From an optimization exercise on the open Yosys and OpenROAD flow, aimed at small area, a short achievable clock period and few clock cycles; shortcuts taken in it are not production practice.
The RTL was checked by simulation tests, not by an equivalence proof against the original design.
Power figures rest on the tool's default switching activity, not on a simulated workload.

Figure 1. Clock wires, drivers and flops.
The bar under the picture is 50 um long.
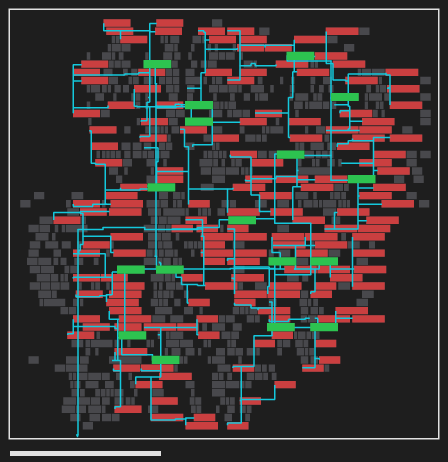
Figure 2. Cell sizes after repair.
The bar under the picture is 50 um long.
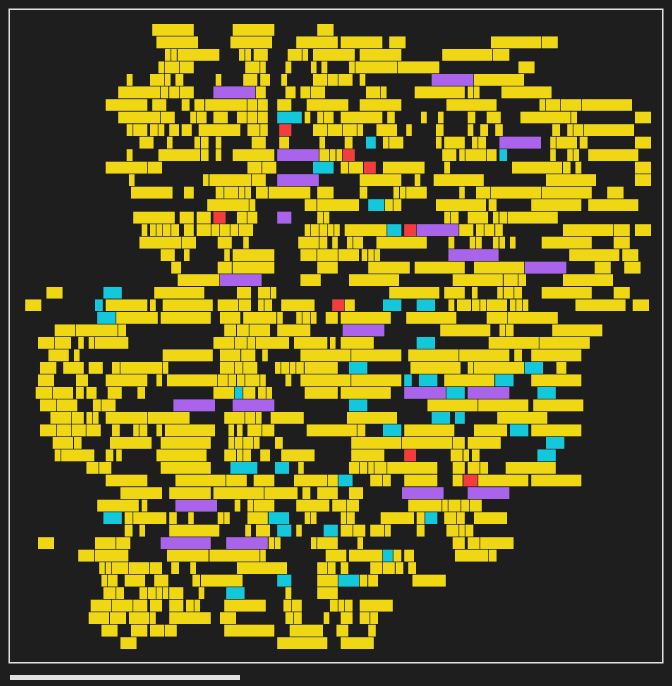
Figure 3. Layout detail.
Window x 25 to 45, y 25 to 45 um. Cells in grey, sequential cells in the stronger grey; small squares are vias.
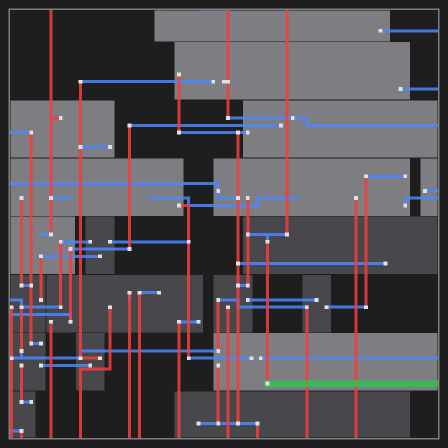
Figure 4. Sequential cells coloured by netlist name.
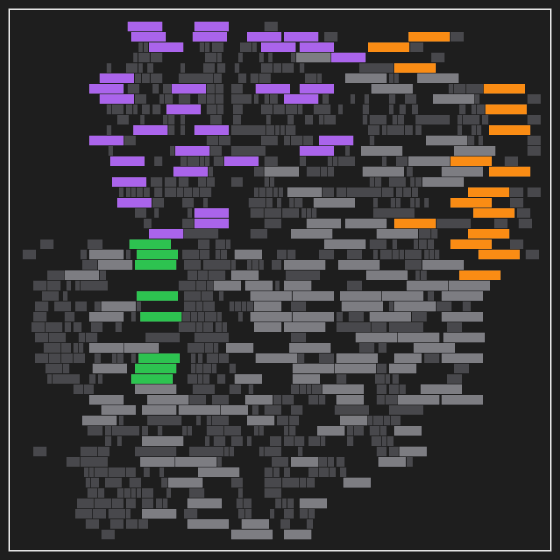
Figure 5. Critical path on the layout.
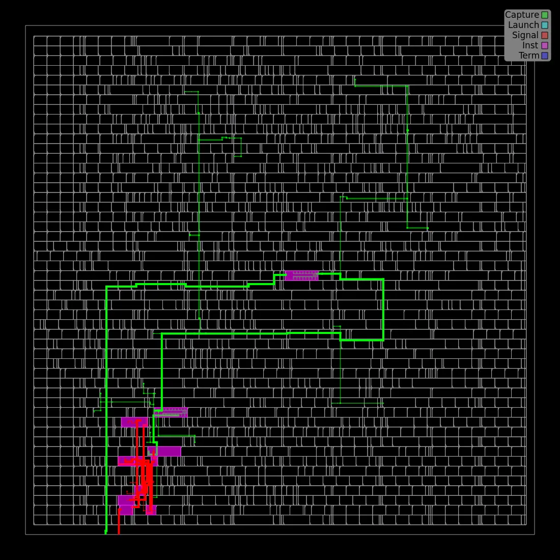
==> design/flow/config.mk <==
export PLATFORM = sky130hd
export DESIGN_NAME = bcd_mult
export DESIGN_NICKNAME = bcd_mult
export VERILOG_FILES = /design/flow/design.v
export SDC_FILE = /design/flow/constraint.sdc
export NUM_CORES = 4
export LEC_CHECK = 0
export CAP_MARGIN = 20
export CORE_MARGIN = 2
export CORE_UTILIZATION = 40
export SLEW_MARGIN = 20
==> design/flow/constraint.sdc <==
create_clock -name core_clock -period 5.0 [get_ports {clk}]
set_input_delay 1.0000 -clock core_clock [delete_from_list [all_inputs] [get_ports {clk}]]
set_output_delay 1.0000 -clock core_clock [all_outputs]
set_load 0.01 [all_outputs]
==> design/flow/design.v <==
module almacenamiento(
    input logic clk,
    input logic rst,
    input logic almac,
    input logic [3:0] num1_dec1,    
    input logic [3:0] num1_dec2,    
    input logic [3:0] num2_dec1,    
    input logic [3:0] num2_dec2,    
    output logic [11:0] num_result1,   
    output logic [11:0] num_result2    
);
    always_ff @(posedge clk or posedge rst) begin
        if (rst) begin
            num_result1 <= 12'b0;
            num_result2 <= 12'b0;
        end 
        else if (almac) begin
            num_result1 <= (num1_dec1 * 10) + num1_dec2;  
            num_result2 <= (num2_dec1 * 10) + num2_dec2;  
        end
    end
endmodule
module multiplicador(
    input  logic [7:0] A,  
    input  logic [7:0] B,  
    input  logic clk,      
    input  logic start,    
    output logic [15:0] resultado,  
    output logic done     
);
    logic [15:0] acumulador;
    logic [7:0] contador;
    logic [7:0] multiplicando;
    logic [7:0] multiplicador;
    logic busy;
    always_ff @(posedge clk) begin
        if (start) begin
            acumulador <= 16'd0;
            multiplicando <= A;
            multiplicador <= B;
            contador <= 8'd0;
            busy <= 1;
            done <= 0;
        end else if (busy) begin
            if (contador < multiplicador) begin
                acumulador <= acumulador + multiplicando;
                contador <= contador + 1;
            end else begin
                resultado <= acumulador;
                done <= 1;
                busy <= 0;
            end
        end
    end
endmodule
module codificador_bcd (
    input  logic        clk,           
    input  logic        rst,           
    input  logic        start,         
    input  logic [15:0] binary_in,     
    output logic [15:0] bcd_out,       
    output logic        done           
);
    logic [31:0] shift_reg;   
    int state;                
    always_ff @(posedge clk or posedge rst) begin
        if (rst) begin
            state <= 0;
            done <= 1'b0;
        end else if (state == 0) begin
            done <= 1'b0;
            if (start) state <= 1;   
        end else if (state <= 16) begin
            state <= state + 1;      
        end else begin
            done <= 1'b1;
            state <= 0;   
        end
    end
    always_ff @(posedge clk) begin
        if (state == 0) begin
            if (start) begin
            shift_reg = {16'b0, binary_in};   
            end
        end else if (state <= 16) begin
            for (int j = 0; j < 4; j++) begin
                if (shift_reg[19 + 4*j -: 4] >= 5) begin
                    shift_reg[19 + 4*j -: 4] += 3;
                end
            end
            shift_reg = shift_reg << 1;   
        end else begin
            bcd_out = shift_reg[31:16];
        end
    end
endmodule
module bcd_mult (
    input  logic        clk,
    input  logic        rst,        
    input  logic        start,      
    input  logic [3:0]  a_tens,
    input  logic [3:0]  a_ones,
    input  logic [3:0]  b_tens,
    input  logic [3:0]  b_ones,
    output logic        busy,
    output logic        done,
    output logic [15:0] result      
);
    typedef enum logic [1:0] { S_IDLE, S_MSTART, S_MUL, S_CONV } state_t;
    state_t state;
    logic        almac;
    logic [11:0] num_result1, num_result2;
    logic        mul_start, mul_done;
    logic [15:0] resultado;
    logic        bcd_start, bcd_done;
    assign almac     = (state == S_IDLE) && start;
    assign mul_start = (state == S_MSTART);
    assign bcd_start = (state == S_MUL) && mul_done;
    assign busy      = (state != S_IDLE);
    always_ff @(posedge clk or posedge rst) begin
        if (rst) begin
            state <= S_IDLE;
            done  <= 1'b0;
        end else begin
            done <= 1'b0;
            case (state)
                S_IDLE:   if (start) state <= S_MSTART;
                S_MSTART: state <= S_MUL;
                S_MUL:    if (mul_done) state <= S_CONV;
                S_CONV:   if (bcd_done) begin
                              state <= S_IDLE;
                              done  <= 1'b1;
                          end
                default:  state <= S_IDLE;
            endcase
        end
    end
    almacenamiento inst_alma (
        .clk(clk),
        .rst(rst),
        .almac(almac),
        .num1_dec1(a_tens),
        .num1_dec2(a_ones),
        .num2_dec1(b_tens),
        .num2_dec2(b_ones),
        .num_result1(num_result1),
        .num_result2(num_result2)
    );
    multiplicador inst_mult (
        .A(num_result1[7:0]),
        .B(num_result2[7:0]),
        .clk(clk),
        .start(mul_start),
        .resultado(resultado),
        .done(mul_done)
    );
    codificador_bcd inst_codificador (
        .clk(clk),
        .rst(rst),
        .start(bcd_start),
        .binary_in(resultado),
        .bcd_out(result),
        .done(bcd_done)
    );
endmodule
==> design/flow/run.sh <==
#!/bin/bash
# synth_recipe.tcl (not shown) runs the flow's synth.tcl, then flattens the netlist and writes it again
# the make line also repeats each setting of config.mk as NAME=value (left out here)
make -C /OpenROAD-flow-scripts/flow DESIGN_CONFIG=/design/flow/config.mk WORK_HOME=/design/flow/orfs CLKGATE_MAP_FILE= SYNTH_SCRIPT=/design/flow/synth_recipe.tcl finish
==> results.cfg <==
[routing]
met3WireLength_um = 394
wl_met2_um = 6510
detail-route-antenna-nets = 0
viasPerCell = 5.15
firstDrtPassIters = 4
vias = 4878
drcViolationCount = 0
wl_met1_um = 6280
drt-wirelength-per-cell_um = 14.1
dr.max_layer_used = met4
drtIter0Drc = 268

[yosys]
yosysTopAreaCell = edfxtp_1
synth_common_cells = edfxtp_1, nor2_1, dfrtp_1, nand2_1, ha_1
async_flop_share = 0.329
synth_area_leaders = edfxtp_1, dfrtp_1, ha_1
syn_area_um2 = 7580
synth-compound-area-share = 0.0916
synth-xor-area-share = 0.0624
ys.flop_type = edfxtp_1
synthCells = 661
yosysUniqueCellTypes = 53
synth_edf_count = 80
synth-simple-area-share = 0.138
yosysWarnings = 4
seq_area_frac_synth = 0.557
avgSynthCellArea_um2 = 11.5
ys_ff_latch = 158

[layout]
final_util = 0.467
area_growth_pct = 14.9
finish.net_count = 770
diodes = 0
n_fill_cell = 1661

[pwr]
p_int_w = 0.00339
combinationalPowerShare = 0.335
p_leak_nw = 3.51
sequentialPower_w = 0.00220
powerDensity_nw_per_um2 = 592
p_sw_frac = 0.343
top_power_group = registers
p_seq_frac = 0.427
ir_drop_mv = 0.302
p_switching_w = 0.00177

[setup_path]
critical-path-top-delay-family = adder cells
cp-end-kind = flip-flop
critPathCapture = inst_alma.num_result2[7]
cp_num_cells = 8
crit_path_start_kind = input port
r2r_cells = 8
cp_max_fo = 4
rrSetupSlack_ns = 2.45
timing.rr.end = inst_codificador.state[13]
crit_buf_inv = 1
r2r-start = inst_codificador.state[0]
slowest_delay_ns = 0.56
worstSetupStartpoint = b_tens[3]
critPathArrivalTime_ns = 3.09
worst_path_max_delay_cell = fa_1
crit_chain = clkdlybuf4s50_1 -> ha_1 -> ha_1 -> fa_1 -> o211ai_1 -> nand3b_1 -> o21a_1 -> o21ai_0
crit_type = input port to flip-flop

[clock_network]
cts_sinks = 158
htreeDepth = 4
root_buffer = clkbuf_16
clk_pin_slew_ns = 0.06
post_cts_resized = 0
postCtsSetupRepairBufs = 0
cts_buffers = 17

[run]
maxCapViolCount = 0

[min_path]
worstHoldPathCells = 0
holdCritStartpoint = inst_alma.num_result2[7]
holdPathEnd = inst_mult.multiplicador[7]
holdCritPathClass = flip-flop to flip-flop

[die]
die_x_um = 142
fp.dieArea_um2 = 20100
pin_count = 37
rows = 50
fp.dieH_um = 142
core_um2 = 18600

[grt]
antenna_found_initial = 0
grt_max_degree = 53
first_global_vias = 4958
gr-usage-met2 = 0.237
top_usage_layer = met2
gr-total-overflow = 0

[sta]
maxSlewViolCount = 0
tightest_slew_ns = 0.889
fmax_mhz = 355
setup_violations = 0
rsz0062_at_grt = false
finalCritPeriodShare = 0.564
skew_ns = 0.0167

[run_status]
status = no timing/DRC/antenna violations

[placement]
io_buffers = 36
dp_hpwl_um = 9070
Testbench counts, summed over its fixed seeds: cycles 570,366.
About Figure 1:
clock-net drivers -> green  # count 17
clock wires -> cyan  # length 1,920 um
flip-flops -> red  # count 158
routed clock nets = 18
flops lie = spread over the die
clk pwr: 0.00123 W
worst skew pair latency: 0.43 ns

About Figure 2:
x6 and larger -> purple  # cells 20, most used clkbuf_16
x1 and smaller -> yellow  # cells 647, most used edfxtp_1
x3 and x4 -> red  # cells 8, most used buf_4
x2 -> cyan  # cells 39, most used mux2_2

About Figure 3:
M2 -> red
M1 -> blue
M3 -> green
most frequent = edfxtp_1 (4)
sequential cells in the window = 7
cells with their middle in the window = 16
netlist names of flops here include = `inst_alma.num_result2` (3), `inst_mult.multiplicador` (3)

About Figure 4:
`inst_mult.multiplicando` -> green  # sequential cells 8, where left middle
`inst_codificador.state` -> purple  # sequential cells 32
`inst_codificador.bcd_out` -> orange  # sequential cells 16
not coloured = 102

About Figure 5:
Tmin final: 2.82 ns
Setup TNS: 0 ns
Finished Layout Cells: 948

layout by cell type (no fill, tap or decap), types with 26 or more instances in the layout:
cell type / count
nor2_1: 63
ha_1: 45
dfxtp_1: 26
edfxtp_1: 80
inv_1: 37
clkdlybuf4s50_1: 36
nand2_1: 52
a21oi_1: 39
xor2_1: 36
o21ai_0: 28
dfrtp_1: 52
through the flow:
stage | hold slack (ns) | instances | setup slack [ns] | cell area, um^2 | total power [W]
3_5_place_dp | 0.432 | 916 | 1.78 | 8150 | 0.00396
4_1_cts | 0.446 | 948 | 2.09 | 8710 | 0.00522
2_1_floorplan | 0.419 | 661 | 1.33 | 7580 | 0.00354
6_report | 0.444 | 948 | 2.18 | 8710 | 0.00516
5_1_grt | 0.455 | 948 | 2.08 | 8710 | 0.00554
3_3_place_gp | 0.426 | 916 | 1.88 | 8150 | 0.00386
layout make-up:
cell class              count  area [um^2]  share of cell area
clock buffers              21          440              0.0505
clock inverters            11          119              0.0136
inverters                  38          144              0.0165
multi-input cells         446         3100               0.356
flip-flops and latches    158         4220               0.485
well taps                 234          293              0.0336
repair buffers             40          390              0.0448

-- port drivers added, routing unchanged --
How much do the figures lean on ideal ports? The routed layout below was timed once more, with nothing changed but the port constraints. Step 1 assumes that a clkbuf_16 drives the clock port and a buf_2 every other input. Step 2, shift: input delay + t, output delay - t, t = (earliest + latest rising clock arrival at the registers) / 2. This alone moves slack from input paths to output paths. Slacks: no drivers / after step 1 / after step 2; pairs: no drivers / after step 1.
t, ns: 0.463
slack for setup (ns): 2.182 / 2.200 / 1.737
worst hold slack (ns): 0.444 / 0.444 / 0.444
worst register clock-pin slew, ns: 0.06 / 0.06
pins driven straight from the clock port: 1
After both steps setup and hold are still met in this run. For this run, drivers alone change the setup slack by +0.018 ns; drivers and shift together by -0.445 ns.
